Background: an optimization exercise with open tools, aiming at small area. Do not read the settings as production practice. Only simulation tests tie the RTL to the original design; equivalence was not proved. Not every run is shown, and edits may drop behaviour that the tests do not exercise.

### flow/design.v
`timescale 1ns/1ps
module cajero_atm #(
    parameter INTENTOS_MAX = 3
)(
    input  wire        clk,
    input  wire        reset,
    input  wire        tarjeta_recibida,
    input  wire [3:0]  digito,
    input  wire        digito_stb,
    input  wire [15:0] pin_correcto,
    input  wire        tipo_trans,         
    input  wire [31:0] monto,
    input  wire        monto_stb,
    input  wire [63:0] balance_inicial,
    output reg  [63:0] balance_actualizado,
    output reg         balance_stb,
    output reg         entregar_dinero,
    output reg         fondos_insuficientes,
    output reg         pin_incorrecto,
    output reg         advertencia,
    output reg         bloqueo,
    output wire [3:0]  estado_actual,
    output wire [15:0] pin_ingresado_out
);
    assign estado_actual     = estado;
    assign pin_ingresado_out = pin_ingresado;
    localparam ESP_TARJ  = 0,
               LEER_PIN  = 1,
               VERIF_PIN = 2,
               PIN_OK    = 3,
               LEE_MONTO = 4,
               EVAL_OP   = 5,
               FONDOS_N  = 6,
               ACT_BAL   = 7,
               BLOQ_EST  = 8;
    reg [3:0] estado, sig_estado;
    reg [15:0] pin_ingresado;
    reg [2:0]  dig_cnt;
    reg [1:0]  intentos;
    reg        digito_stb_d;
    reg [31:0] monto_reg;
    reg        monto_ready;
    reg [63:0] balance_actual;
    reg        tarjeta_r;
always @(posedge clk or posedge reset) begin
    if (reset) begin
        estado           <= ESP_TARJ;        
        dig_cnt          <= 0;               
        pin_ingresado    <= 0;               
        intentos         <= 0;               
        digito_stb_d     <= 0;               
        tarjeta_r        <= 0;               
        monto_reg        <= 0;               
        monto_ready      <= 0;               
        balance_actual   <= 0;               
    end
    else begin
        estado       <= sig_estado;         
        digito_stb_d <= digito_stb;         
        tarjeta_r    <= tarjeta_recibida;   
        if (!tarjeta_r && tarjeta_recibida) begin
            balance_actual <= balance_inicial;  
            pin_ingresado  <= 0;                
            dig_cnt        <= 0;                
        end
        if (estado == LEER_PIN && digito_stb && !digito_stb_d) begin
            case (dig_cnt)
                0: pin_ingresado[15:12] <= digito;  
                1: pin_ingresado[11:8]  <= digito;  
                2: pin_ingresado[7:4]   <= digito;  
                3: pin_ingresado[3:0]   <= digito;  
            endcase
            dig_cnt <= dig_cnt + 1;  
        end
        if (monto_stb) begin
            monto_reg   <= monto;    
            monto_ready <= 1;        
        end
        if (estado == ACT_BAL && sig_estado == ESP_TARJ)
            balance_actual <= balance_actualizado;
        if (estado == VERIF_PIN && sig_estado == LEER_PIN)
            intentos <= intentos + 1;  
        else if (estado == PIN_OK)
            intentos <= 0;  
        if (estado == ACT_BAL)
            monto_ready <= 0;
    end
end
always @(*) begin
    sig_estado            = estado;           
    balance_stb           = 0;                
    entregar_dinero       = 0;                
    fondos_insuficientes  = 0;                
    pin_incorrecto        = 0;                
    advertencia           = 0;                
    bloqueo               = 0;                
    balance_actualizado   = balance_actual;   
    case (estado)
        ESP_TARJ: begin
            if (tarjeta_recibida)
                sig_estado = LEER_PIN;  
        end
        LEER_PIN: begin
            if (dig_cnt == 4)
                sig_estado = VERIF_PIN;  
        end
        VERIF_PIN: begin
            if (pin_ingresado == pin_correcto) begin
                sig_estado = PIN_OK;  
            end else begin
                pin_incorrecto = 1;  
                if (intentos == INTENTOS_MAX-1)
                    sig_estado = BLOQ_EST;  
                else begin
                    advertencia = (intentos == INTENTOS_MAX-2);  
                    sig_estado  = LEER_PIN;  
                end
            end
        end
        PIN_OK: begin
            sig_estado = LEE_MONTO;  
        end
        LEE_MONTO: begin
            if (monto_ready)
                sig_estado = EVAL_OP;  
        end
        EVAL_OP: begin
            if (!tipo_trans)
                sig_estado = ACT_BAL;  
            else if (balance_actual >= monto_reg)
                sig_estado = ACT_BAL;  
            else
                sig_estado = FONDOS_N;  
        end
        FONDOS_N: begin
            fondos_insuficientes = 1;  
            sig_estado           = ESP_TARJ;  
        end
        ACT_BAL: begin
            if (tipo_trans) begin
                balance_actualizado = balance_actual - monto_reg;  
                entregar_dinero     = 1;  
            end else begin
                balance_actualizado = balance_actual + monto_reg;  
            end
            balance_stb = 1;  
            sig_estado  = ESP_TARJ;  
        end
        BLOQ_EST: begin
            bloqueo = 1;  
        end
    endcase
end
endmodule
### flow/run.sh
#!/bin/bash
# synth_recipe.tcl (not shown) runs the flow's synth.tcl, then flattens the netlist and writes it again
# the make line also repeats each setting of config.mk as NAME=value (left out here)
make -C /OpenROAD-flow-scripts/flow DESIGN_CONFIG=/design/flow/config.mk WORK_HOME=/design/flow/orfs CLKGATE_MAP_FILE= SYNTH_SCRIPT=/design/flow/synth_recipe.tcl finish
### flow/config.mk
export PLATFORM = sky130hd
export DESIGN_NAME = cajero_atm
export DESIGN_NICKNAME = cajero_atm
export VERILOG_FILES = /design/flow/design.v
export SDC_FILE = /design/flow/constraint.sdc
export NUM_CORES = 4
export LEC_CHECK = 0
export CAP_MARGIN = 20
export CORE_MARGIN = 2
export CORE_UTILIZATION = 40
export SLEW_MARGIN = 20
### flow/constraint.sdc
create_clock -name core_clock -period 10.0 [get_ports {clk}]
set_input_delay 2.0000 -clock core_clock [delete_from_list [all_inputs] [get_ports {clk}]]
set_output_delay 2.0000 -clock core_clock [all_outputs]
set_load 0.01 [all_outputs]
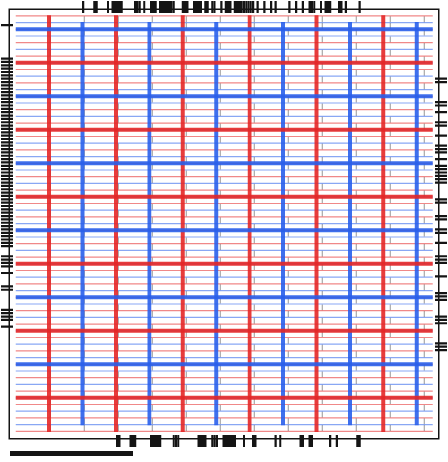
(run_1/pdn.png)
Scale bar: 50 um. Pins as bars on the die edge. Tap cells in grey.
| colour | net |
|---|---|
| red | VSS |
| blue | VDD |
met4 straps: 12
rows: 62
met1 rails: 63
met5 straps: 12
tap cells: 384

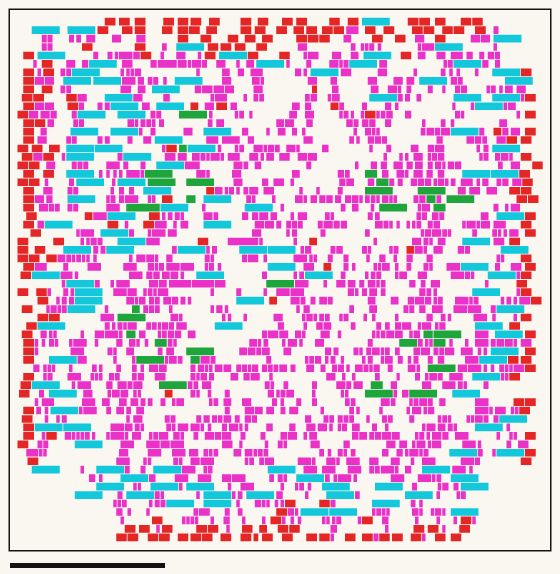
(run_1/cell_classes.png)
Scale bar: 50 um.
| colour | class | cells |
|---|---|---|
| cyan | flip-flops | 124 |
| green | clock drivers and dummy loads | 32 |
| magenta | all other logic | 1341 |
| red | other buffers and delay cells | 222 |

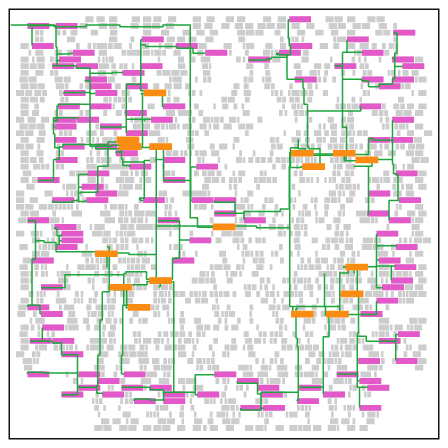
(run_1/clock_map.png)
[orange] cells driving clock nets | count: 17
[magenta] flip-flops | count: 124
[green] clock wires | length: 2380 um
flops lie: all over the die

==> flow_summary.ini, run 1 <==
[setup_path]
cp-end-kind = output port
rr_worst_depth = 10
rrSetupSlack_ps = 5600
reg2reg_from = estado[1]$_DFF_PP0_
arrival_ps = 5170
cp_slowest_stage_delay_ps = 620

[finish]
fin_area_sq_um = 14400
antennaDiodeCount = 0
mostFrequentLayoutCells = clkdlybuf4s50_1 (209), nand2_1 (198), nor2_1 (162)
multi_input_area_share_pct = 53.74
multi_input_area_sq_um = 7740
signal_buffers = 222
buf_share_pct = 15.17
seq_area_sq_um = 3103
nNetsFinal = 1901
nClkBuffers = 17
largest_reg_flops = 64
stdcell_count = 2103
layout-drive-gt1-share_pct = 4.945

[route]
met1Wirelength_mm = 19.79
drt.antenna.violating_nets = 0
vias = 12400
routed_via_density = 5.894
wl_met3_mm = 2.995
wl_mm = 42.75

[logic_synthesis]
ys_types = 77
synth_area_leader_cell = dfrtp_1
syn_area_sq_um = 11530
yosysMostFrequentCell = nand2_1
synth-xor-area-share_pct = 5.622
synth_nets = 1765
yosys.area_share.simple_pct = 25.47
synth_warnings = 1
synthArstFlopShare_pct = 100.0
synth_top_family_by_area = compound AO/OA/AOI/OAI gates
synthMuxAreaShare_pct = 2.258

[global_routing]
overflow = 0
grt_use_met3_pct = 4.232
grt_pass1_wl_mm = 66.58
use_met1_pct = 39.50

[timing]
setup_slack_ps = 2835
slew_violations = 0
timing.fmax_ghz = 0.1396
max_slew.worst_pin.slew_ps = 986.2
rsz0062_at_grt = no
hold_violations = 0

[status]
status = timing/DRC/antenna clean

[floorplan]
start_util_pct = 40.38
nWellTaps = 384
die_x_um = 173.8

[clocking]
clk-insertion-delay-late_ps = 440
ctsHoldBuffers = 0
cts_setup_buffers = 0
numCtsBuffers = 17
clock_sinks = 124
cts_max_path_buffers = 2

[placed_design]
dp.cells = 2071
io_buffer_count = 211
dp_slack_ps = 3008
place_area_sq_um = 13800

[hold_path]
min_to = monto_ready$_DFFE_PP0P_
hold_path_class = flop to flop

[flow_run]
cap_violations = 0
==> run 2: a larger rewrite; changed files in full <==
removed: flow/run.sh
==> flow/design.v <==
`timescale 1ns/1ps
module cajero_atm #(
    parameter INTENTOS_MAX = 3
)(
    input  wire        clk,
    input  wire        reset,
    input  wire        tarjeta_recibida,
    input  wire [3:0]  digito,
    input  wire        digito_stb,
    input  wire [15:0] pin_correcto,
    input  wire        tipo_trans,
    input  wire [31:0] monto,
    input  wire        monto_stb,
    input  wire [63:0] balance_inicial,
    output wire [63:0] balance_actualizado,
    output wire        balance_stb,
    output wire        entregar_dinero,
    output wire        fondos_insuficientes,
    output wire        pin_incorrecto,
    output wire        advertencia,
    output wire        bloqueo,
    output wire [3:0]  estado_actual,
    output wire [15:0] pin_ingresado_out
);
    reg [3:0]  estado;
    reg [3:0]  sig_estado;
    reg [15:0] pin_ingresado;
    reg [2:0]  dig_cnt;
    reg [1:0]  intentos;
    reg        digito_stb_d;
    reg [31:0] monto_reg;
    reg        monto_ready;
    reg [63:0] balance_actual;
    reg        tarjeta_r;
    assign estado_actual     = estado;
    assign pin_ingresado_out = pin_ingresado;
    wire s1 = (estado == 4'd1);
    wire s2 = (estado == 4'd2);
    wire s3 = (estado == 4'd3);
    wire s5 = (estado == 4'd5);
    wire s6 = (estado == 4'd6);
    wire s7 = (estado == 4'd7);
    wire s8 = (estado == 4'd8);
    wire rise    = tarjeta_recibida & ~tarjeta_r;
    wire dig_wr  = s1 & digito_stb & ~digito_stb_d;
    wire pin_ok  = (pin_ingresado == pin_correcto);
    wire        sub  = s7 & tipo_trans;
    wire [31:0] opnd = monto_reg ^ {32{tipo_trans}};
    wire [31:0] lo;
    wire [8:0]  cb;
    assign cb[0] = tipo_trans;
    cajero_rca #(.K(4)) u_b0 (.a(balance_actual[3:0]), .b(opnd[3:0]), .ci(tipo_trans),
                              .s(lo[3:0]), .co(cb[1]));
    genvar gb;
    generate
        for (gb = 1; gb < 8; gb = gb + 1) begin : g_blk
            wire [3:0] s0;
            wire       co, ones;
            cajero_rca #(.K(4)) u_rca (.a(balance_actual[4*gb+3:4*gb]), .b(opnd[4*gb+3:4*gb]),
                                       .ci(1'b0), .s(s0), .co(co));
            cajero_inc #(.K(4)) u_inc (.s0(s0), .c(cb[gb]), .y(lo[4*gb+3:4*gb]), .ones(ones));
            assign cb[gb+1] = co | (cb[gb] & ones);
        end
    endgenerate
    wire c32 = cb[8];
    wire [31:0] ones_hi, zeros_hi;
    cajero_pref u_pref (.x(balance_actual[63:32]), .ones(ones_hi), .zeros(zeros_hi));
    wire h_inc = s7 & ~tipo_trans & c32;
    wire h_dec = sub & ~c32;
    wire [31:0] hi = balance_actual[63:32] ^ ((ones_hi & {32{h_inc}}) | (zeros_hi & {32{h_dec}}));
    wire [63:0] suma = {hi, s7 ? lo : balance_actual[31:0]};
    assign balance_actualizado = suma;
    wire ge = (|balance_actual[63:32]) | c32;
    assign balance_stb          = s7;
    assign entregar_dinero      = sub;
    assign fondos_insuficientes = s6;
    assign pin_incorrecto       = s2 & ~pin_ok;
    assign advertencia          = s2 & ~pin_ok & (intentos == 2'd1);
    assign bloqueo              = s8;
    always @(*) begin
        sig_estado = estado;
        case (estado)
            4'd0: if (tarjeta_recibida) sig_estado = 4'd1;
            4'd1: if (dig_cnt == 3'd4) sig_estado = 4'd2;
            4'd2: if (pin_ok) sig_estado = 4'd3;
                  else if (intentos == 2'd2) sig_estado = 4'd8;
                  else sig_estado = 4'd1;
            4'd3: sig_estado = 4'd4;
            4'd4: if (monto_ready) sig_estado = 4'd5;
            4'd5: if (!tipo_trans || ge) sig_estado = 4'd7;
                  else sig_estado = 4'd6;
            4'd6: sig_estado = 4'd0;
            4'd7: sig_estado = 4'd0;
            default: ;
        endcase
    end
    always @(posedge clk) begin
        digito_stb_d <= digito_stb;
        if (monto_stb)
            monto_reg <= monto;
    end
    always @(posedge clk or posedge reset) begin
        if (reset) begin
            estado         <= 4'd0;
            dig_cnt        <= 3'd0;
            pin_ingresado  <= 16'd0;
            intentos       <= 2'd0;
            tarjeta_r      <= 1'b0;
            monto_ready    <= 1'b0;
            balance_actual <= 64'd0;
        end else begin
            estado    <= sig_estado;
            tarjeta_r <= tarjeta_recibida;
            if (rise) begin
                pin_ingresado <= 16'd0;
                dig_cnt       <= 3'd0;
            end
            if (dig_wr) begin
                case (dig_cnt)
                    3'd0: pin_ingresado[15:12] <= digito;
                    3'd1: pin_ingresado[11:8]  <= digito;
                    3'd2: pin_ingresado[7:4]   <= digito;
                    3'd3: pin_ingresado[3:0]   <= digito;
                    default: ;
                endcase
                dig_cnt <= dig_cnt + 3'd1;
            end
            balance_actual <= (rise & ~s7) ? balance_inicial : suma;
            if (monto_stb)
                monto_ready <= 1'b1;
            if (s7)
                monto_ready <= 1'b0;
            if (s2 & ~pin_ok & (intentos != 2'd2))
                intentos <= intentos + 2'd1;
            else if (s3)
                intentos <= 2'd0;
        end
    end
endmodule
module cajero_rca #(
    parameter K = 4
)(
    input  wire [K-1:0] a,
    input  wire [K-1:0] b,
    input  wire         ci,
    output wire [K-1:0] s,
    output wire         co
);
    wire [K:0] c;
    assign c[0] = ci;
    genvar i;
    generate
        for (i = 0; i < K; i = i + 1) begin : g
            assign {c[i+1], s[i]} = a[i] + b[i] + c[i];
        end
    endgenerate
    assign co = c[K];
endmodule
module cajero_inc #(
    parameter K = 4
)(
    input  wire [K-1:0] s0,
    input  wire         c,
    output wire [K-1:0] y,
    output wire         ones
);
    wire [K:0] t;
    assign t[0] = c;
    genvar i;
    generate
        for (i = 0; i < K; i = i + 1) begin : g
            assign y[i]   = s0[i] ^ t[i];
            assign t[i+1] = s0[i] & t[i];
        end
    endgenerate
    assign ones = &s0;
endmodule
module cajero_pref (
    input  wire [31:0] x,
    output wire [31:0] ones,
    output wire [31:0] zeros
);
    assign ones[0]  = 1'b1;
    assign zeros[0] = 1'b1;
    genvar i;
    generate
        for (i = 1; i < 32; i = i + 1) begin : g
            assign ones[i]  = ones[i-1] & x[i-1];
            assign zeros[i] = zeros[i-1] & ~x[i-1];
        end
    endgenerate
endmodule
==> flow/flow/run.sh <==
#!/bin/bash
# The standard flow's layout (standard.sh) with these changes:
#  - synthesis: flow/synth.tcl, the standard synthesis script with the ABC
#    mapping script replaced by flow/area.abc (same flip-flops);
#  - every input and output port still gets its own buffer, but a buf_1
#    rather than the default (larger) delay buffer;
#  - the clock tree is built from clkbuf_8 cells, without dummy loads.
set -euo pipefail
W=$(pwd)
export MY_ABC_SCRIPT=$W/flow/area.abc
export BUFFER_PORTS_ARGS="-buffer_cell sky130_fd_sc_hd__buf_1"
export CTS_ARGS="-sink_clustering_enable -repair_clock_nets -buf_list sky130_fd_sc_hd__clkbuf_8 -dont_use_dummy_load"
bash standard.sh SYNTH_SCRIPT=$W/flow/synth.tcl synth > synth.log 2>&1
bash standard.sh SYNTH_SCRIPT=$W/flow/synth.tcl finish > layout.log 2>&1
==> flow/flow/area.abc <==
strash
&get -n
&dch -f
&nf
&put
topo
==> flow/flow/synth.tcl <==
# The standard flow's synthesis script (synth_recipe.tcl) with one change: the ABC pass
# maps the combinational logic with flow/area.abc instead of ORFS's script.
# Everything else, including the flip-flop mapping, is the standard synthesis.
proc synth {args} { yosys synth -nofsm -noshare {*}$args }
proc abc {args} {
  set i [lsearch $args -script]
  if {$i >= 0} { lset args [expr {$i+1}] $::env(MY_ABC_SCRIPT) }
  yosys abc {*}$args
}
source $::env(SCRIPTS_DIR)/synth.tcl
# left out here: clear keep_hierarchy, flatten, clean up, hide names made inside functions, write 1_2_yosys.v
==> flow/standard.sh <==
#!/bin/bash
# synth_recipe.tcl (not shown) runs the flow's synth.tcl, then flattens the netlist and writes it again
# the make line also repeats each setting of config.mk as NAME=value (left out here)
make -C /OpenROAD-flow-scripts/flow DESIGN_CONFIG=/design/flow/config.mk WORK_HOME=/design/flow/orfs CLKGATE_MAP_FILE= SYNTH_SCRIPT=/design/flow/synth_recipe.tcl "${@:-finish}"
==> flow/config.mk <==
export PLATFORM = sky130hd
export DESIGN_NAME = cajero_atm
export DESIGN_NICKNAME = cajero_atm
export VERILOG_FILES = /design/flow/design.v
export SDC_FILE = /design/flow/constraint.sdc
export NUM_CORES = 4
export LEC_CHECK = 0
export ABC_AREA = 1
export CAP_MARGIN = 20
export CORE_MARGIN = 2
export CORE_UTILIZATION = 55
export SLEW_MARGIN = 20
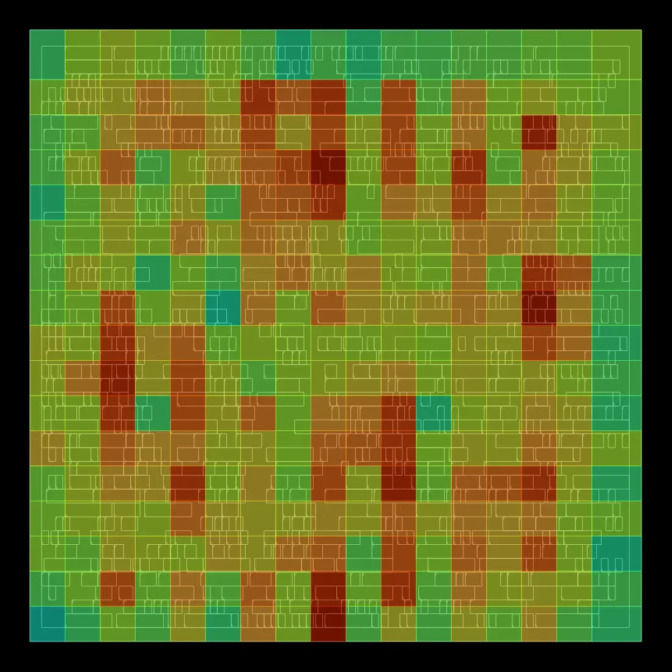
(run_2/final_congestion.png)
global route hottest layer: met2
routing usage on met2: 41.16%

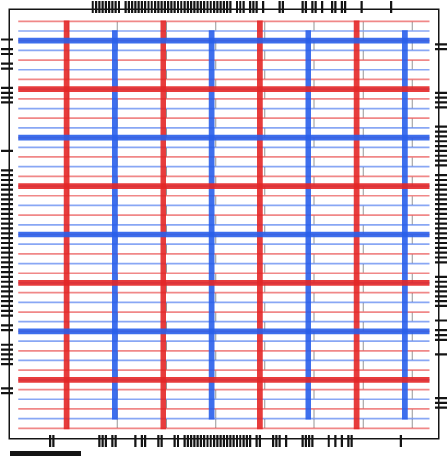
(run_2/pdn.png)
Scale bar: 20 um. Pins as bars on the die edge. Tap cells in grey.
| colour | net |
|---|---|
| blue | VDD |
| red | VSS |
signal pins: 212
rows: 42
met1 rails: 43
tap cells: 176

==> run 2 against run 1 <==
Effect of this change:
- still clean
- synthesized cell count decreased by 56%
- wire length decreased by 59%
- sequential cell count unchanged
- final area decreased by 40%
- sequential share of layout area increased by 16 points
- critical endpoint is now balance_actualizado[55]
- synthesized area decreased by 36%
- fmax decreased by 24%
- global-route usage decreased by 2.7 points
- first-iteration DRC count decreased by 74%
- non-clock buffer count decreased by 7
- worst setup slack got worse by 2200 ps
- via count decreased by 52%
==> flow_summary.ini, run 2 <==
[route]
met1Wirelength_mm = 7.190
drt-wirelength-per-cell_um = 15.85
first_pass_iters = 5
routed.top_layer = met4
drc = 0
routed_via_density = 5.411
met2RoutedLength_mm = 8.700
wl_met3_mm = 1.134
vias = 5957
drt.antenna.violating_nets = 0
initialDrtViolationCount = 296
wl_mm = 17.45

[logic_synthesis]
syn_inst = 693
netlist_top_cells_count = nor2_1 (98), dfrtp_1 (91), mux2_1 (65)
yosys.area_share.simple_pct = 13.80
ys_types = 45
synth_top_family_by_area = simple AND/OR/NAND/NOR gates
synth_edf_count = 32
synth-main-ff-cell = dfrtp_1
synthArstFlopShare_pct = 73.39
ys_seq_area_share_pct = 43.92
syn_area_per_cell_sq_um = 10.70
synth_area_leader_cell = dfrtp_1
synthTopCellsByArea = dfrtp_1 (31%), edfxtp_1 (13%), mux2_1 (9.9%), fa_1 (6.5%), xnor2_1 (6.1%)
synthMuxAreaShare_pct = 9.867
syn_area_sq_um = 7418
yosys_register_bits = 124
synth-xor-area-share_pct = 10.27
synth_compound_area_share_pct = 6.881
yosysMostFrequentCell = nor2_1
synth_nets = 874
synth_top_area_share_pct = 30.70
synth_warnings = 1
synthAdderAreaFrac_pct = 12.38

[finish]
sh_seq_area_pct = 37.40
nFillCells = 1118
seq_area_sq_um = 3258
multi_input_area_sq_um = 3959
multi_input_gates = 512
nNetsFinal = 1108
antennaDiodeCount = 0
final_util_pct = 66.05
seq_cell_count = 124
buf_share_pct = 9.464
clk_share_pct = 2.686
nClkBuffers = 17
largest_reg_flops = 64
largest_class = multi-input combinational cells
mostFrequentLayoutCells = buf_1 (209), nor2_1 (97), dfrtp_1 (91)
layout-drive-gt1-share_pct = 2.919
stdcell_count = 1101
final_common_cell = buf_1
fin_area_sq_um = 8712
inverters = 57
multi_input_area_share_pct = 45.44
syn2layout_area_growth_pct = 17.44
signal_buffers = 215

[floorplan]
core_sq_um = 13190
rows = 42
io-pin-count = 212
start_util_pct = 56.24
nWellTaps = 176
die_area_sq_um = 14430
die_x_um = 120.1
die_y_um = 120.1

[timing]
hold_ws_ps = 435.0
period_share_pct = 93.95
hold_violations = 0
period_needed_ps = 9395
setup_slack_ps = 604.5
slew_violations = 0
timing.fmax_ghz = 0.1064
skew_ps = 18.30
tns_ps = 0
max_slew.worst_pin.slew_ps = 951.0
max-slew-margin-rel_pct = 36.60
final-setup-viol-count = 0
rsz0062_at_grt = no

[global_routing]
grt_pass1_vias = 5897
grt_pass1_wl_mm = 28.23
grt_max_degree = 67
track_usage_pct = 25.11
overflow = 0
use_met1_pct = 32.26
grt_use_met3_pct = 6.274
antenna_found_initial = 0

[setup_path]
crit_path_end = balance_actualizado[55]
path_delay_family = compound AO/OA/AOI/OAI gates
critPathKind = input pin to output port
crit_cells = 19
critPathBufInv = 4
critPathMaxFanout = 24
crit_chain = clkbuf_2 -> buf_4 -> xnor2_1 -> fa_1 -> clkinv_1 -> fa_1 -> fa_1 -> and3_1 -> a31o_1 -> a31o_1 -> a31o_1 -> a31o_1 -> a41o_1 -> a2111o_1 -> or2_0 -> nor3_1 -> a21oi_1 -> xnor2_1 -> buf_1
cp-end-kind = output port
cp-start-kind = input pin
required_ps = 8000
cp_slowest_stage_delay_ps = 710
arrival_ps = 7400
critPathLaunch = tipo_trans
rr_worst_depth = 21
cp_slowest_cell = a2111o_1
r2r-end = balance_actual[55]$_DFF_PP0_
cp_common_cell = a31o_1
rrSetupSlack_ps = 4620
reg2reg_from = monto_reg[4]$_DFFE_PP_

[hold_path]
hold_path_class = flop to flop
hp-start = digito_stb_d$_DFF_P_
min_to = dig_cnt[2]$_DFFE_PP0P_
hold_depth = 1

[placed_design]
place_area_sq_um = 8478
dp.cells = 1084
io_buffer_count = 211
dp_slack_ps = 620.8
place_hpwl_mm = 12.81
gp_congestion = 0.8792

[status]
status = timing/DRC/antenna clean

[clocking]
h-tree-depth = 4
cts_max_path_buffers = 2
clkTransAtPathRegs_ps = 70
clock_sinks = 124
ctsHoldBuffers = 0
tritoncts = built
cts_setup_buffers = 0
ctsResizeCount = 0
cts-root-buf = clkbuf_8
clk-insertion-delay-late_ps = 450
numCtsBuffers = 17

[flow_run]
cap_violations = 0
## Run 3: files that changed since run 2, shown whole
removed: flow/flow/area.abc
removed: flow/flow/synth.tcl
==> flow/design.v <==
`timescale 1ns/1ps
module cajero_atm #(
    parameter INTENTOS_MAX = 3
)(
    input  wire        clk,
    input  wire        reset,
    input  wire        tarjeta_recibida,
    input  wire [3:0]  digito,
    input  wire        digito_stb,
    input  wire [15:0] pin_correcto,
    input  wire        tipo_trans,
    input  wire [31:0] monto,
    input  wire        monto_stb,
    input  wire [63:0] balance_inicial,
    output wire [63:0] balance_actualizado,
    output wire        balance_stb,
    output wire        entregar_dinero,
    output wire        fondos_insuficientes,
    output wire        pin_incorrecto,
    output wire        advertencia,
    output wire        bloqueo,
    output wire [3:0]  estado_actual,
    output wire [15:0] pin_ingresado_out
);
    reg [3:0]  estado;
    reg [3:0]  sig_estado;
    reg [15:0] pin_ingresado;
    reg [2:0]  dig_cnt;
    reg [1:0]  intentos;
    reg        digito_stb_d;
    reg [31:0] monto_reg;
    reg        monto_ready;
    reg [63:0] balance_actual;
    reg        tarjeta_r;
    assign estado_actual     = estado;
    assign pin_ingresado_out = pin_ingresado;
    wire s1 = (estado == 4'd1);
    wire s2 = (estado == 4'd2);
    wire s3 = (estado == 4'd3);
    wire s5 = (estado == 4'd5);
    wire s6 = (estado == 4'd6);
    wire s7 = (estado == 4'd7);
    wire s8 = (estado == 4'd8);
    wire rise    = tarjeta_recibida & ~tarjeta_r;
    wire dig_wr  = s1 & digito_stb & ~digito_stb_d;
    wire pin_ok  = (pin_ingresado == pin_correcto);
    wire        sub   = s7 & tipo_trans;
    wire [31:0] opnd  = monto_reg ^ {32{tipo_trans}};
    wire        cin   = tipo_trans;
    wire [31:0] lo;       
    wire [31:0] s0;
    wire [8:0] cb;
    assign cb[0] = cin;
    wire [4:0] r0;
    assign r0[0] = cin;
    assign s0[0] = balance_actual[0] ^ opnd[0] ^ r0[0];
    assign r0[1] = (balance_actual[0] & opnd[0]) | (r0[0] & (balance_actual[0] | opnd[0]));
    assign s0[1] = balance_actual[1] ^ opnd[1] ^ r0[1];
    assign r0[2] = (balance_actual[1] & opnd[1]) | (r0[1] & (balance_actual[1] | opnd[1]));
    assign s0[2] = balance_actual[2] ^ opnd[2] ^ r0[2];
    assign r0[3] = (balance_actual[2] & opnd[2]) | (r0[2] & (balance_actual[2] | opnd[2]));
    assign s0[3] = balance_actual[3] ^ opnd[3] ^ r0[3];
    assign r0[4] = (balance_actual[3] & opnd[3]) | (r0[3] & (balance_actual[3] | opnd[3]));
    assign lo[3:0] = s0[3:0];
    assign cb[1] = r0[4];
    wire [4:0] r1;
    assign r1[0] = 1'b0;
    assign s0[4] = balance_actual[4] ^ opnd[4] ^ r1[0];
    assign r1[1] = (balance_actual[4] & opnd[4]) | (r1[0] & (balance_actual[4] | opnd[4]));
    assign s0[5] = balance_actual[5] ^ opnd[5] ^ r1[1];
    assign r1[2] = (balance_actual[5] & opnd[5]) | (r1[1] & (balance_actual[5] | opnd[5]));
    assign s0[6] = balance_actual[6] ^ opnd[6] ^ r1[2];
    assign r1[3] = (balance_actual[6] & opnd[6]) | (r1[2] & (balance_actual[6] | opnd[6]));
    assign s0[7] = balance_actual[7] ^ opnd[7] ^ r1[3];
    assign r1[4] = (balance_actual[7] & opnd[7]) | (r1[3] & (balance_actual[7] | opnd[7]));
    wire [4:0] t1;
    assign t1[0] = cb[1];
    assign lo[4] = s0[4] ^ t1[0];
    assign t1[1] = s0[4] & t1[0];
    assign lo[5] = s0[5] ^ t1[1];
    assign t1[2] = s0[5] & t1[1];
    assign lo[6] = s0[6] ^ t1[2];
    assign t1[3] = s0[6] & t1[2];
    assign lo[7] = s0[7] ^ t1[3];
    assign t1[4] = s0[7] & t1[3];
    assign cb[2] = r1[4] | (cb[1] & (&s0[7:4]));
    wire [4:0] r2;
    assign r2[0] = 1'b0;
    assign s0[8] = balance_actual[8] ^ opnd[8] ^ r2[0];
    assign r2[1] = (balance_actual[8] & opnd[8]) | (r2[0] & (balance_actual[8] | opnd[8]));
    assign s0[9] = balance_actual[9] ^ opnd[9] ^ r2[1];
    assign r2[2] = (balance_actual[9] & opnd[9]) | (r2[1] & (balance_actual[9] | opnd[9]));
    assign s0[10] = balance_actual[10] ^ opnd[10] ^ r2[2];
    assign r2[3] = (balance_actual[10] & opnd[10]) | (r2[2] & (balance_actual[10] | opnd[10]));
    assign s0[11] = balance_actual[11] ^ opnd[11] ^ r2[3];
    assign r2[4] = (balance_actual[11] & opnd[11]) | (r2[3] & (balance_actual[11] | opnd[11]));
    wire [4:0] t2;
    assign t2[0] = cb[2];
    assign lo[8] = s0[8] ^ t2[0];
    assign t2[1] = s0[8] & t2[0];
    assign lo[9] = s0[9] ^ t2[1];
    assign t2[2] = s0[9] & t2[1];
    assign lo[10] = s0[10] ^ t2[2];
    assign t2[3] = s0[10] & t2[2];
    assign lo[11] = s0[11] ^ t2[3];
    assign t2[4] = s0[11] & t2[3];
    assign cb[3] = r2[4] | (cb[2] & (&s0[11:8]));
    wire [4:0] r3;
    assign r3[0] = 1'b0;
    assign s0[12] = balance_actual[12] ^ opnd[12] ^ r3[0];
    assign r3[1] = (balance_actual[12] & opnd[12]) | (r3[0] & (balance_actual[12] | opnd[12]));
    assign s0[13] = balance_actual[13] ^ opnd[13] ^ r3[1];
    assign r3[2] = (balance_actual[13] & opnd[13]) | (r3[1] & (balance_actual[13] | opnd[13]));
    assign s0[14] = balance_actual[14] ^ opnd[14] ^ r3[2];
    assign r3[3] = (balance_actual[14] & opnd[14]) | (r3[2] & (balance_actual[14] | opnd[14]));
    assign s0[15] = balance_actual[15] ^ opnd[15] ^ r3[3];
    assign r3[4] = (balance_actual[15] & opnd[15]) | (r3[3] & (balance_actual[15] | opnd[15]));
    wire [4:0] t3;
    assign t3[0] = cb[3];
    assign lo[12] = s0[12] ^ t3[0];
    assign t3[1] = s0[12] & t3[0];
    assign lo[13] = s0[13] ^ t3[1];
    assign t3[2] = s0[13] & t3[1];
    assign lo[14] = s0[14] ^ t3[2];
    assign t3[3] = s0[14] & t3[2];
    assign lo[15] = s0[15] ^ t3[3];
    assign t3[4] = s0[15] & t3[3];
    assign cb[4] = r3[4] | (cb[3] & (&s0[15:12]));
    wire [4:0] r4;
    assign r4[0] = 1'b0;
    assign s0[16] = balance_actual[16] ^ opnd[16] ^ r4[0];
    assign r4[1] = (balance_actual[16] & opnd[16]) | (r4[0] & (balance_actual[16] | opnd[16]));
    assign s0[17] = balance_actual[17] ^ opnd[17] ^ r4[1];
    assign r4[2] = (balance_actual[17] & opnd[17]) | (r4[1] & (balance_actual[17] | opnd[17]));
    assign s0[18] = balance_actual[18] ^ opnd[18] ^ r4[2];
    assign r4[3] = (balance_actual[18] & opnd[18]) | (r4[2] & (balance_actual[18] | opnd[18]));
    assign s0[19] = balance_actual[19] ^ opnd[19] ^ r4[3];
    assign r4[4] = (balance_actual[19] & opnd[19]) | (r4[3] & (balance_actual[19] | opnd[19]));
    wire [4:0] t4;
    assign t4[0] = cb[4];
    assign lo[16] = s0[16] ^ t4[0];
    assign t4[1] = s0[16] & t4[0];
    assign lo[17] = s0[17] ^ t4[1];
    assign t4[2] = s0[17] & t4[1];
    assign lo[18] = s0[18] ^ t4[2];
    assign t4[3] = s0[18] & t4[2];
    assign lo[19] = s0[19] ^ t4[3];
    assign t4[4] = s0[19] & t4[3];
    assign cb[5] = r4[4] | (cb[4] & (&s0[19:16]));
    wire [4:0] r5;
    assign r5[0] = 1'b0;
    assign s0[20] = balance_actual[20] ^ opnd[20] ^ r5[0];
    assign r5[1] = (balance_actual[20] & opnd[20]) | (r5[0] & (balance_actual[20] | opnd[20]));
    assign s0[21] = balance_actual[21] ^ opnd[21] ^ r5[1];
    assign r5[2] = (balance_actual[21] & opnd[21]) | (r5[1] & (balance_actual[21] | opnd[21]));
    assign s0[22] = balance_actual[22] ^ opnd[22] ^ r5[2];
    assign r5[3] = (balance_actual[22] & opnd[22]) | (r5[2] & (balance_actual[22] | opnd[22]));
    assign s0[23] = balance_actual[23] ^ opnd[23] ^ r5[3];
    assign r5[4] = (balance_actual[23] & opnd[23]) | (r5[3] & (balance_actual[23] | opnd[23]));
    wire [4:0] t5;
    assign t5[0] = cb[5];
    assign lo[20] = s0[20] ^ t5[0];
    assign t5[1] = s0[20] & t5[0];
    assign lo[21] = s0[21] ^ t5[1];
    assign t5[2] = s0[21] & t5[1];
    assign lo[22] = s0[22] ^ t5[2];
    assign t5[3] = s0[22] & t5[2];
    assign lo[23] = s0[23] ^ t5[3];
    assign t5[4] = s0[23] & t5[3];
    assign cb[6] = r5[4] | (cb[5] & (&s0[23:20]));
    wire [4:0] r6;
    assign r6[0] = 1'b0;
    assign s0[24] = balance_actual[24] ^ opnd[24] ^ r6[0];
    assign r6[1] = (balance_actual[24] & opnd[24]) | (r6[0] & (balance_actual[24] | opnd[24]));
    assign s0[25] = balance_actual[25] ^ opnd[25] ^ r6[1];
    assign r6[2] = (balance_actual[25] & opnd[25]) | (r6[1] & (balance_actual[25] | opnd[25]));
    assign s0[26] = balance_actual[26] ^ opnd[26] ^ r6[2];
    assign r6[3] = (balance_actual[26] & opnd[26]) | (r6[2] & (balance_actual[26] | opnd[26]));
    assign s0[27] = balance_actual[27] ^ opnd[27] ^ r6[3];
    assign r6[4] = (balance_actual[27] & opnd[27]) | (r6[3] & (balance_actual[27] | opnd[27]));
    wire [4:0] t6;
    assign t6[0] = cb[6];
    assign lo[24] = s0[24] ^ t6[0];
    assign t6[1] = s0[24] & t6[0];
    assign lo[25] = s0[25] ^ t6[1];
    assign t6[2] = s0[25] & t6[1];
    assign lo[26] = s0[26] ^ t6[2];
    assign t6[3] = s0[26] & t6[2];
    assign lo[27] = s0[27] ^ t6[3];
    assign t6[4] = s0[27] & t6[3];
    assign cb[7] = r6[4] | (cb[6] & (&s0[27:24]));
    wire [4:0] r7;
    assign r7[0] = 1'b0;
    assign s0[28] = balance_actual[28] ^ opnd[28] ^ r7[0];
    assign r7[1] = (balance_actual[28] & opnd[28]) | (r7[0] & (balance_actual[28] | opnd[28]));
    assign s0[29] = balance_actual[29] ^ opnd[29] ^ r7[1];
    assign r7[2] = (balance_actual[29] & opnd[29]) | (r7[1] & (balance_actual[29] | opnd[29]));
    assign s0[30] = balance_actual[30] ^ opnd[30] ^ r7[2];
    assign r7[3] = (balance_actual[30] & opnd[30]) | (r7[2] & (balance_actual[30] | opnd[30]));
    assign s0[31] = balance_actual[31] ^ opnd[31] ^ r7[3];
    assign r7[4] = (balance_actual[31] & opnd[31]) | (r7[3] & (balance_actual[31] | opnd[31]));
    wire [4:0] t7;
    assign t7[0] = cb[7];
    assign lo[28] = s0[28] ^ t7[0];
    assign t7[1] = s0[28] & t7[0];
    assign lo[29] = s0[29] ^ t7[1];
    assign t7[2] = s0[29] & t7[1];
    assign lo[30] = s0[30] ^ t7[2];
    assign t7[3] = s0[30] & t7[2];
    assign lo[31] = s0[31] ^ t7[3];
    assign t7[4] = s0[31] & t7[3];
    assign cb[8] = r7[4] | (cb[7] & (&s0[31:28]));
    wire c32 = cb[8];
    wire [31:0] hi;
    wire [32:0] h;
    assign h[0] = s7 & (c32 ^ tipo_trans);
    genvar gi;
    generate
        for (gi = 0; gi < 32; gi = gi + 1) begin : g_hi
            assign hi[gi]  = balance_actual[32+gi] ^ h[gi];
            assign h[gi+1] = h[gi] & (balance_actual[32+gi] ^ sub);
        end
    endgenerate
    wire [63:0] suma = {hi, s7 ? lo : balance_actual[31:0]};
    assign balance_actualizado = suma;
    wire ge = (|balance_actual[63:32]) | c32;
    assign balance_stb          = s7;
    assign entregar_dinero      = sub;
    assign fondos_insuficientes = s6;
    assign pin_incorrecto       = s2 & ~pin_ok;
    assign advertencia          = s2 & ~pin_ok & (intentos == 2'd1);
    assign bloqueo              = s8;
    always @(*) begin
        sig_estado = estado;
        case (estado)
            4'd0: if (tarjeta_recibida) sig_estado = 4'd1;
            4'd1: if (dig_cnt == 3'd4) sig_estado = 4'd2;
            4'd2: if (pin_ok) sig_estado = 4'd3;
                  else if (intentos == 2'd2) sig_estado = 4'd8;
                  else sig_estado = 4'd1;
            4'd3: sig_estado = 4'd4;
            4'd4: if (monto_ready) sig_estado = 4'd5;
            4'd5: if (!tipo_trans || ge) sig_estado = 4'd7;
                  else sig_estado = 4'd6;
            4'd6: sig_estado = 4'd0;
            4'd7: sig_estado = 4'd0;
            default: ;
        endcase
    end
    always @(posedge clk) begin
        digito_stb_d <= digito_stb;
        if (monto_stb)
            monto_reg <= monto;
    end
    always @(posedge clk or posedge reset) begin
        if (reset) begin
            estado         <= 4'd0;
            dig_cnt        <= 3'd0;
            pin_ingresado  <= 16'd0;
            intentos       <= 2'd0;
            tarjeta_r      <= 1'b0;
            monto_ready    <= 1'b0;
            balance_actual <= 64'd0;
        end else begin
            estado    <= sig_estado;
            tarjeta_r <= tarjeta_recibida;
            if (rise) begin
                pin_ingresado <= 16'd0;
                dig_cnt       <= 3'd0;
            end
            if (dig_wr) begin
                case (dig_cnt)
                    3'd0: pin_ingresado[15:12] <= digito;
                    3'd1: pin_ingresado[11:8]  <= digito;
                    3'd2: pin_ingresado[7:4]   <= digito;
                    3'd3: pin_ingresado[3:0]   <= digito;
                    default: ;
                endcase
                dig_cnt <= dig_cnt + 3'd1;
            end
            balance_actual <= (rise & ~s7) ? balance_inicial : suma;
            if (monto_stb)
                monto_ready <= 1'b1;
            if (s7)
                monto_ready <= 1'b0;
            if (s2 & ~pin_ok & (intentos != 2'd2))
                intentos <= intentos + 2'd1;
            else if (s3)
                intentos <= 2'd0;
        end
    end
endmodule
==> flow/flow/run.sh <==
#!/bin/bash
set -euo pipefail
export BUFFER_PORTS_ARGS="-buffer_cell sky130_fd_sc_hd__buf_1"
export CTS_ARGS="-sink_clustering_enable -repair_clock_nets -buf_list sky130_fd_sc_hd__clkbuf_8 -dont_use_dummy_load"
bash standard.sh synth > synth.log 2>&1
bash standard.sh finish > layout.log 2>&1
==> flow/config.mk <==
export PLATFORM = sky130hd
export DESIGN_NAME = cajero_atm
export DESIGN_NICKNAME = cajero_atm
export VERILOG_FILES = /design/flow/design.v
export SDC_FILE = /design/flow/constraint.sdc
export NUM_CORES = 4
export LEC_CHECK = 0
export ABC_AREA = 1
export CAP_MARGIN = 20
export CORE_MARGIN = 2
export CORE_UTILIZATION = 40
export SLEW_MARGIN = 20
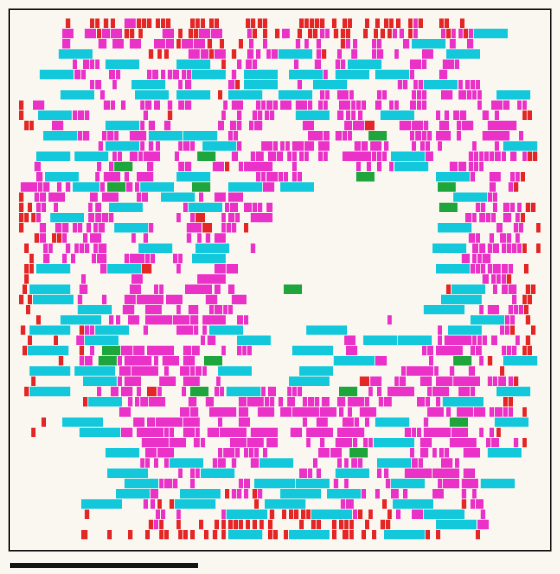
(run_3/cell_classes.png)
Scale bar: 50 um.
Finished Cell Area: 9080 sq um
Core ar.: 19270 sq um
fraction of area in registers: 35.88%
Final Core Density: 47.12%
num rows: 51

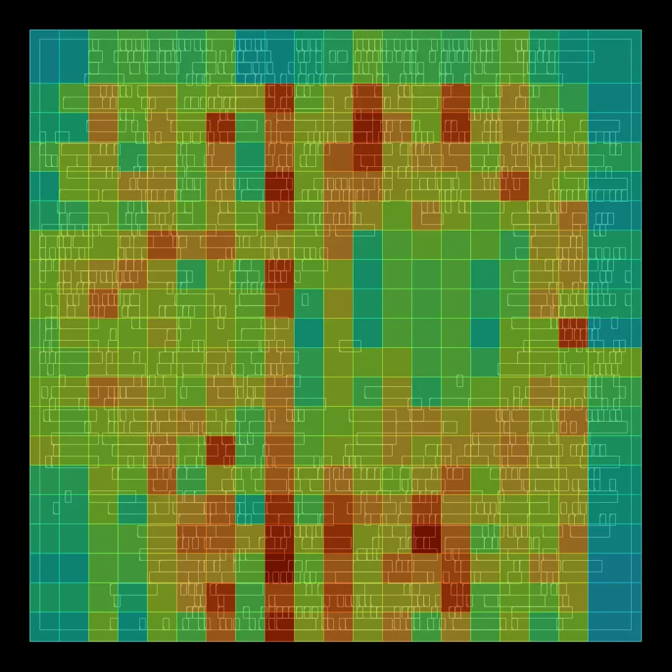
(run_3/final_congestion.png)
met3 usage: 4.532%
routing usage on met2: 32.36%
routed wire length per instance: 13.78 um

==> run 3 against run 2 <==
Effect of this change:
- final cell count increased by 26%
- worst setup slack improved by 390 ps
- critical endpoint is now balance_actualizado[63]
- largest cell class unchanged
==> flow_summary.ini, run 3 <==
[status]
status = timing/DRC/antenna clean

[timing]
rsz0062_at_grt = no
final-setup-viol-count = 0
setup_slack_ps = 996.3
tns_ps = 0
max-slew-margin-rel_pct = 38.13
slew_violations = 0
period_share_pct = 90.04
hold_violations = 0
timing.fmax_ghz = 0.1111
hold_ws_ps = 530.3
max_slew.worst_pin.slew_ps = 928.1
skew_ps = 32.49
period_needed_ps = 9004

[flow_run]
cap_violations = 0

[route]
drc = 0
routed.top_layer = met4
vias = 6408
routed_via_density = 4.637
wl_met3_um = 784
wl_mm = 19.05
initialDrtViolationCount = 269
drt.antenna.violating_nets = 0
first_pass_iters = 4
met1Wirelength_mm = 8.517
met2RoutedLength_mm = 9.495

[logic_synthesis]
yosysMostFrequentCell = nand2_1
synthAdderAreaFrac_pct = 11.78
synth_area_leader_cell = dfrtp_1
syn_area_per_cell_sq_um = 8.558
synth_top_area_share_pct = 29.21
yosys.area_share.simple_pct = 23.50
synth-main-ff-cell = dfrtp_1
ys_seq_area_share_pct = 41.79
synth_warnings = 1
synth_compound_area_share_pct = 6.837
synth-xor-area-share_pct = 9.212
synthTopCellsByArea = dfrtp_1 (29%), nand2_1 (14%), edfxtp_1 (12%), xor2_1 (7.5%), fa_1 (6.2%)
netlist_top_cells_count = nand2_1 (295), inv_1 (105), dfrtp_1 (91)
synth_edf_count = 32
syn_area_sq_um = 7796
ys_types = 41
synthMuxAreaShare_pct = 0
syn_inst = 911
synth_nets = 1092
synthArstFlopShare_pct = 73.39
yosys_register_bits = 124
synth_top_family_by_area = simple AND/OR/NAND/NOR gates

[finish]
nClkBuffers = 17
final_common_cell = nand2_1
stdcell_count = 1382
multi_input_gates = 651
nFillCells = 1999
inverters = 108
clk_share_pct = 2.577
multi_input_area_share_pct = 44.15
mostFrequentLayoutCells = nand2_1 (295), buf_1 (209), inv_1 (103)
signal_buffers = 217
syn2layout_area_growth_pct = 16.47
layout-drive-gt1-share_pct = 5.192
largest_reg_flops = 64
buf_share_pct = 9.246
multi_input_area_sq_um = 4009
nNetsFinal = 1300
seq_cell_count = 124
antennaDiodeCount = 0
seq_area_sq_um = 3258
largest_class = multi-input combinational cells

[clocking]
h-tree-depth = 4
cts_setup_buffers = 0
clk-insertion-delay-late_ps = 450
numCtsBuffers = 17
tritoncts = built
ctsHoldBuffers = 0
cts-root-buf = clkbuf_8
cts_max_path_buffers = 2
ctsResizeCount = 0
clock_sinks = 124
clkTransAtPathRegs_ps = 60

[setup_path]
cp_common_cell = nand2_2
rrSetupSlack_ps = 5090
cp-start-kind = input pin
path_delay_family = simple AND/OR/NAND/NOR gates
critPathKind = input pin to output port
critPathLaunch = tipo_trans
required_ps = 8000
arrival_ps = 7000
cp_slowest_cell = fa_1
reg2reg_from = monto_reg[4]$_DFFE_PP_
cp-end-kind = output port
cp_slowest_stage_delay_ps = 440
r2r-end = balance_actual[61]$_DFF_PP0_
crit_path_end = balance_actualizado[63]
crit_cells = 28
critPathMaxFanout = 16
critPathBufInv = 5
rr_worst_depth = 34

[floorplan]
start_util_pct = 40.46
nWellTaps = 265
io-pin-count = 212
die_y_um = 143.6
die_x_um = 143.6
die_area_sq_um = 20620

[placed_design]
place_area_sq_um = 8846
place_hpwl_mm = 14.31
dp_slack_ps = 955.9
io_buffer_count = 211
gp_congestion = 0.8151
dp.cells = 1365

[global_routing]
top_usage_layer = met2
antenna_found_initial = 0
overflow = 0
grt_pass1_wl_mm = 30.50
use_met1_pct = 24.60
grt_pass1_vias = 6173
grt_max_degree = 62
track_usage_pct = 19.14

[hold_path]
min_to = monto_ready$_DFFE_PP0P_
hold_path_class = flop to flop
hold_depth = 2
hp-start = monto_ready$_DFFE_PP0P_
==> inputs of run 4 (changes only) <==
--- a/flow/design.v
+++ b/flow/design.v
@@ -217,6 +217,12 @@
     genvar gi;
+    wire [32:0] ones, zeros;
+    assign ones[0] = 1'b1;
+    assign zeros[0] = 1'b1;
+    wire h_inc = h[0] & ~tipo_trans;
+    wire h_dec = h[0] & tipo_trans;
     generate
         for (gi = 0; gi < 32; gi = gi + 1) begin : g_hi
-            assign hi[gi]  = balance_actual[32+gi] ^ h[gi];
-            assign h[gi+1] = h[gi] & (balance_actual[32+gi] ^ sub);
+            assign ones[gi+1]  = ones[gi] & balance_actual[32+gi];
+            assign zeros[gi+1] = zeros[gi] & ~balance_actual[32+gi];
+            assign hi[gi] = balance_actual[32+gi] ^ ((h_inc & ones[gi]) | (h_dec & zeros[gi]));
         end
--- a/flow/config.mk
+++ b/flow/config.mk
@@ -10,3 +10,3 @@
 export CORE_MARGIN = 2
-export CORE_UTILIZATION = 40
+export CORE_UTILIZATION = 55
 export SLEW_MARGIN = 20
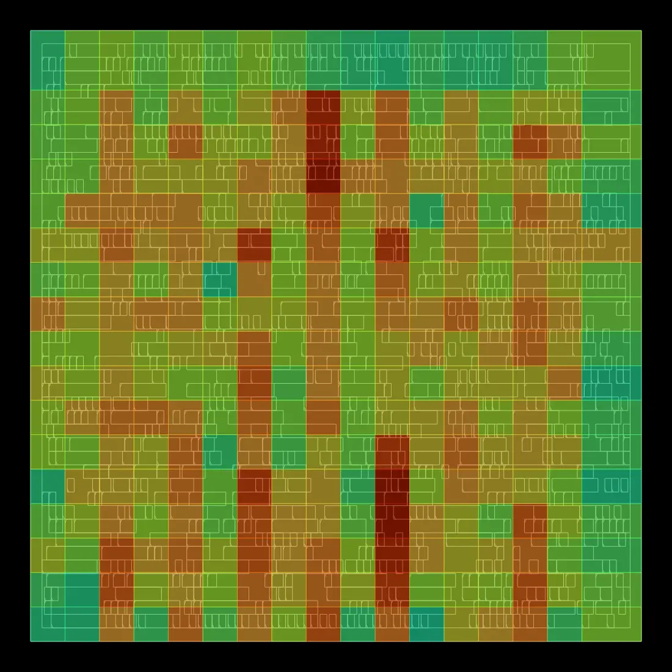
(run_4/final_congestion.png)
routing usage on met2: 40.63%
gr usage total: 24.81%
Final Core Density: 64.85%
M1 GR Usage: 33.24%

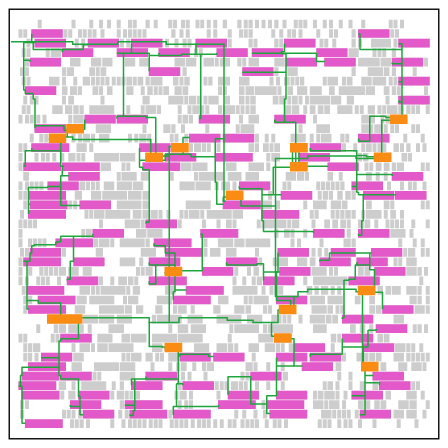
(run_4/clock_map.png)
[magenta] flip-flops | count: 124
[green] clock wires | length: 1580 um
[orange] cells driving clock nets | count: 17
routed clock nets: 18

==> run 4 against run 3 <==
Effect of this change:
- critical path depth rose by 5
- synthesized cell count fell by 3.5%
- highest routed layer unchanged
- register-to-register slack improved by 400 ps
- global-route usage rose by 5.7 points
==> flow_summary.ini, run 4 <==
[timing]
hold_ws_ps = 517.0
max_slew.worst_pin.slew_ps = 888.6
tns_ps = 0
max-slew-margin-rel_pct = 40.62
period_needed_ps = 8717
slew_violations = 0
rsz0062_at_grt = no
final-setup-viol-count = 0
period_share_pct = 87.17
setup_slack_ps = 1283
timing.fmax_ghz = 0.1147
hold_violations = 0
skew_ps = 23.75

[finish]
syn2layout_area_growth_pct = 16.01
largest_reg_flops = 64
antennaDiodeCount = 0
multi_input_area_share_pct = 45.12
signal_buffers = 216
mostFrequentLayoutCells = nand2_1 (262), buf_1 (209), dfrtp_1 (91)
seq_cell_count = 124
nClkBuffers = 17
stdcell_count = 1267
seq_area_sq_um = 3258
fin_area_sq_um = 8932
clk_share_pct = 2.619
layout-drive-gt1-share_pct = 6.256
inverters = 88
buf_share_pct = 9.539
nNetsFinal = 1270
sh_seq_area_pct = 36.48
multi_input_area_sq_um = 4030
largest_class = multi-input combinational cells
nFillCells = 1232
multi_input_gates = 642

[global_routing]
grt_pass1_wl_mm = 28.64
grt_pass1_vias = 6046
antenna_found_initial = 0
grt_use_met3_pct = 5.855
top_usage_layer = met2
overflow = 0

[setup_path]
rr_worst_depth = 30
arrival_ps = 6720
required_ps = 8000
critPathMaxFanout = 26
crit_path_end = balance_actualizado[63]
path_delay_family = simple AND/OR/NAND/NOR gates
rrSetupSlack_ps = 5490
cp_common_cell = nand2_2
r2r-end = balance_actual[63]$_DFF_PP0_
cp-end-kind = output port
reg2reg_from = monto_reg[8]$_DFFE_PP_
cp_slowest_stage_delay_ps = 630
critPathKind = input pin to output port
cp_slowest_cell = clkbuf_2
critPathLaunch = tipo_trans
critPathBufInv = 5
cp-start-kind = input pin

[flow_run]
cap_violations = 0

[hold_path]
min_to = monto_ready$_DFFE_PP0P_
hp-start = monto_ready$_DFFE_PP0P_
hold_path_class = flop to flop
hold_depth = 2

[status]
status = timing/DRC/antenna clean

[logic_synthesis]
synth_area_leader_cell = dfrtp_1
synth_compound_area_share_pct = 6.906
netlist_top_cells_count = nand2_1 (262), dfrtp_1 (91), inv_1 (84)
synth-xor-area-share_pct = 9.311
ys_types = 46
syn_area_sq_um = 7700
synth_edf_count = 32
synthMuxAreaShare_pct = 0
yosysMostFrequentCell = nand2_1
synth_top_area_share_pct = 29.57
syn_area_per_cell_sq_um = 8.760
ys_seq_area_share_pct = 42.31
synth_top_family_by_area = simple AND/OR/NAND/NOR gates
synth_nets = 1060
synthTopCellsByArea = dfrtp_1 (30%), nand2_1 (13%), edfxtp_1 (12%), xor2_1 (6.3%), fa_1 (6.2%)
yosys.area_share.simple_pct = 24.00
synthArstFlopShare_pct = 73.39
yosys_register_bits = 124
synthAdderAreaFrac_pct = 11.93
synth_warnings = 1
synth-main-ff-cell = dfrtp_1

[floorplan]
die_x_um = 122.3
io-pin-count = 212
nWellTaps = 180
die_y_um = 122.3
die_area_sq_um = 14960
start_util_pct = 55.90
rows = 43

[route]
met1Wirelength_mm = 7.898
drt-wirelength-per-cell_um = 13.86
routed.top_layer = met4
vias = 6393
wl_mm = 17.56
drc = 0
wl_met3_um = 994
routed_via_density = 5.046
first_pass_iters = 5
met2RoutedLength_mm = 8.446

[clocking]
cts-root-buf = clkbuf_8
numCtsBuffers = 17
ctsResizeCount = 0
ctsHoldBuffers = 0
tritoncts = built
clkTransAtPathRegs_ps = 50
clk-insertion-delay-late_ps = 450
clock_sinks = 124
cts_setup_buffers = 0
h-tree-depth = 4

[placed_design]
dp_slack_ps = 1271
place_area_sq_um = 8671
io_buffer_count = 211
place_hpwl_mm = 12.96
dp.cells = 1249
gp_congestion = 0.8417

==> layout pictures side by side <==
Wiring by layer.
picture 1
Scale bar: 20 um. Only two layers are drawn.
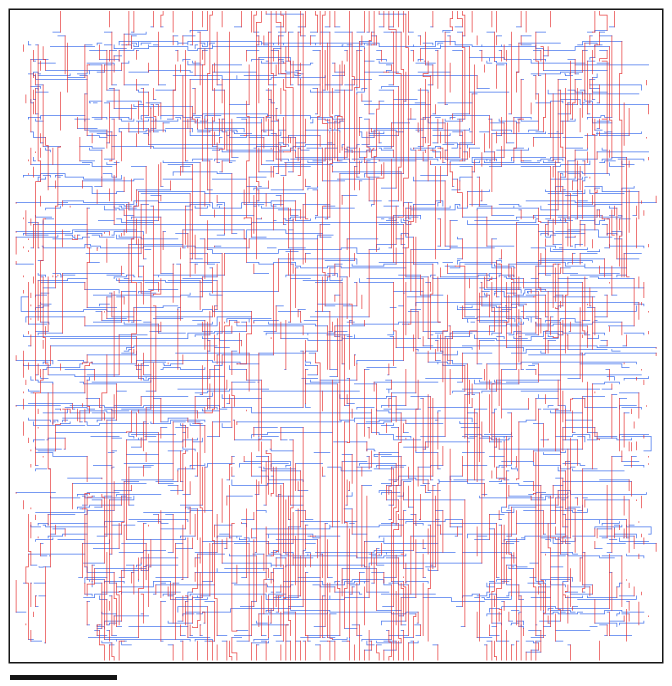
picture 2
Scale bar: 20 um. Only two layers are drawn.
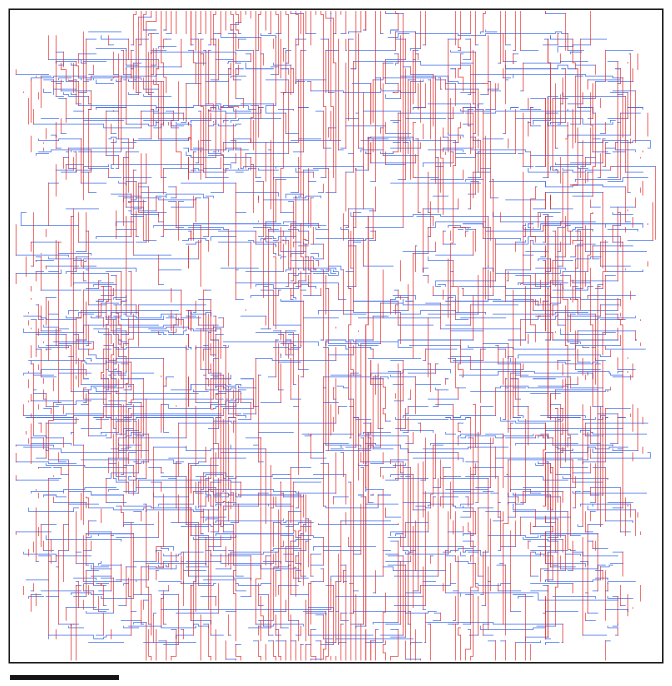
picture 3
Scale bar: 50 um. Only two layers are drawn.
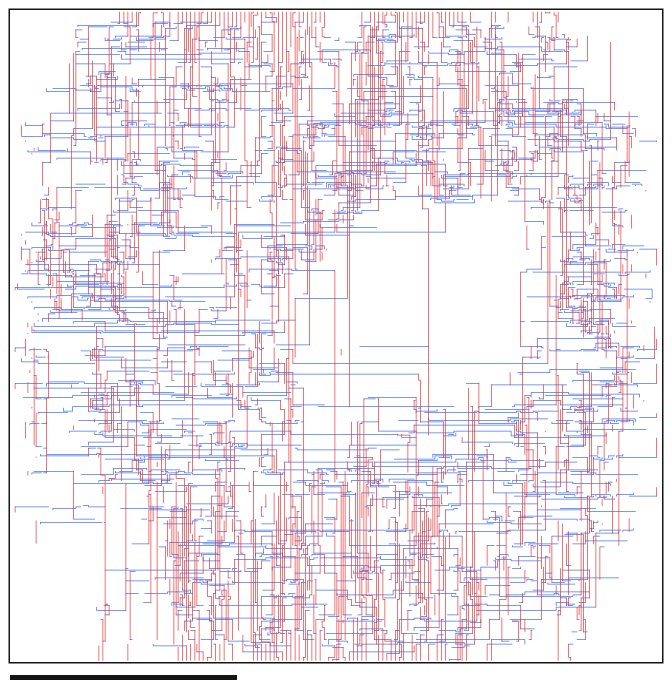
picture 4
Scale bar: 50 um. Only two layers are drawn.
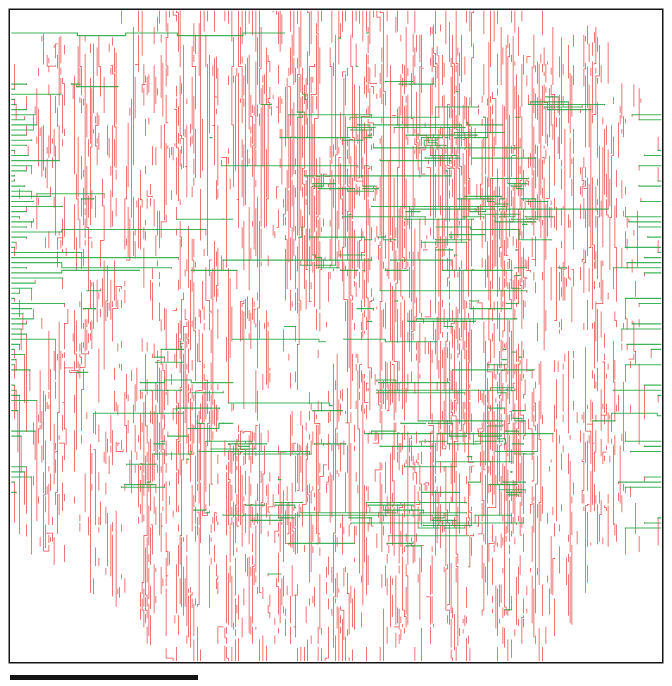
| from | picture |
|---|---|
| run 3 | picture 3 |
| run 4 | picture 1 |
| run 2 | picture 2 |
| run 1 | picture 4 |

-- what the ideal ports hide --
The flow's constraints put no driver on any port. The routed layouts listed below were extracted and timed again, unchanged, in two steps. Step 1: set_driving_cell puts a clkbuf_16 on clk and a buf_2 on each other input, an assumption about the parent block. Step 2 also shifts input and output timing later by t, the mid clock arrival at the registers, as if the neighbouring blocks saw the same clock. Slacks: no drivers / after step 1 / after step 2; pairs: no drivers / after step 1.
| run | t, ns | slack for setup (ns) | cell pins on the clock port's net |
|---|---|---|---|
| run 1 | 0.485 | 2.835 / 2.783 / 2.844 | 1 |
| run 2 | 0.473 | 0.605 / 0.575 / 0.575 | 1 |
| run 3 | 0.467 | 0.996 / 0.959 / 0.959 | 1 |
| run 4 | 0.472 | 1.283 / 1.230 / 1.230 | 1 |
After both steps every run listed still meets setup and hold. For run 4, which loses most, drivers alone change the setup slack by -0.053 ns; drivers and shift together by -0.053 ns.
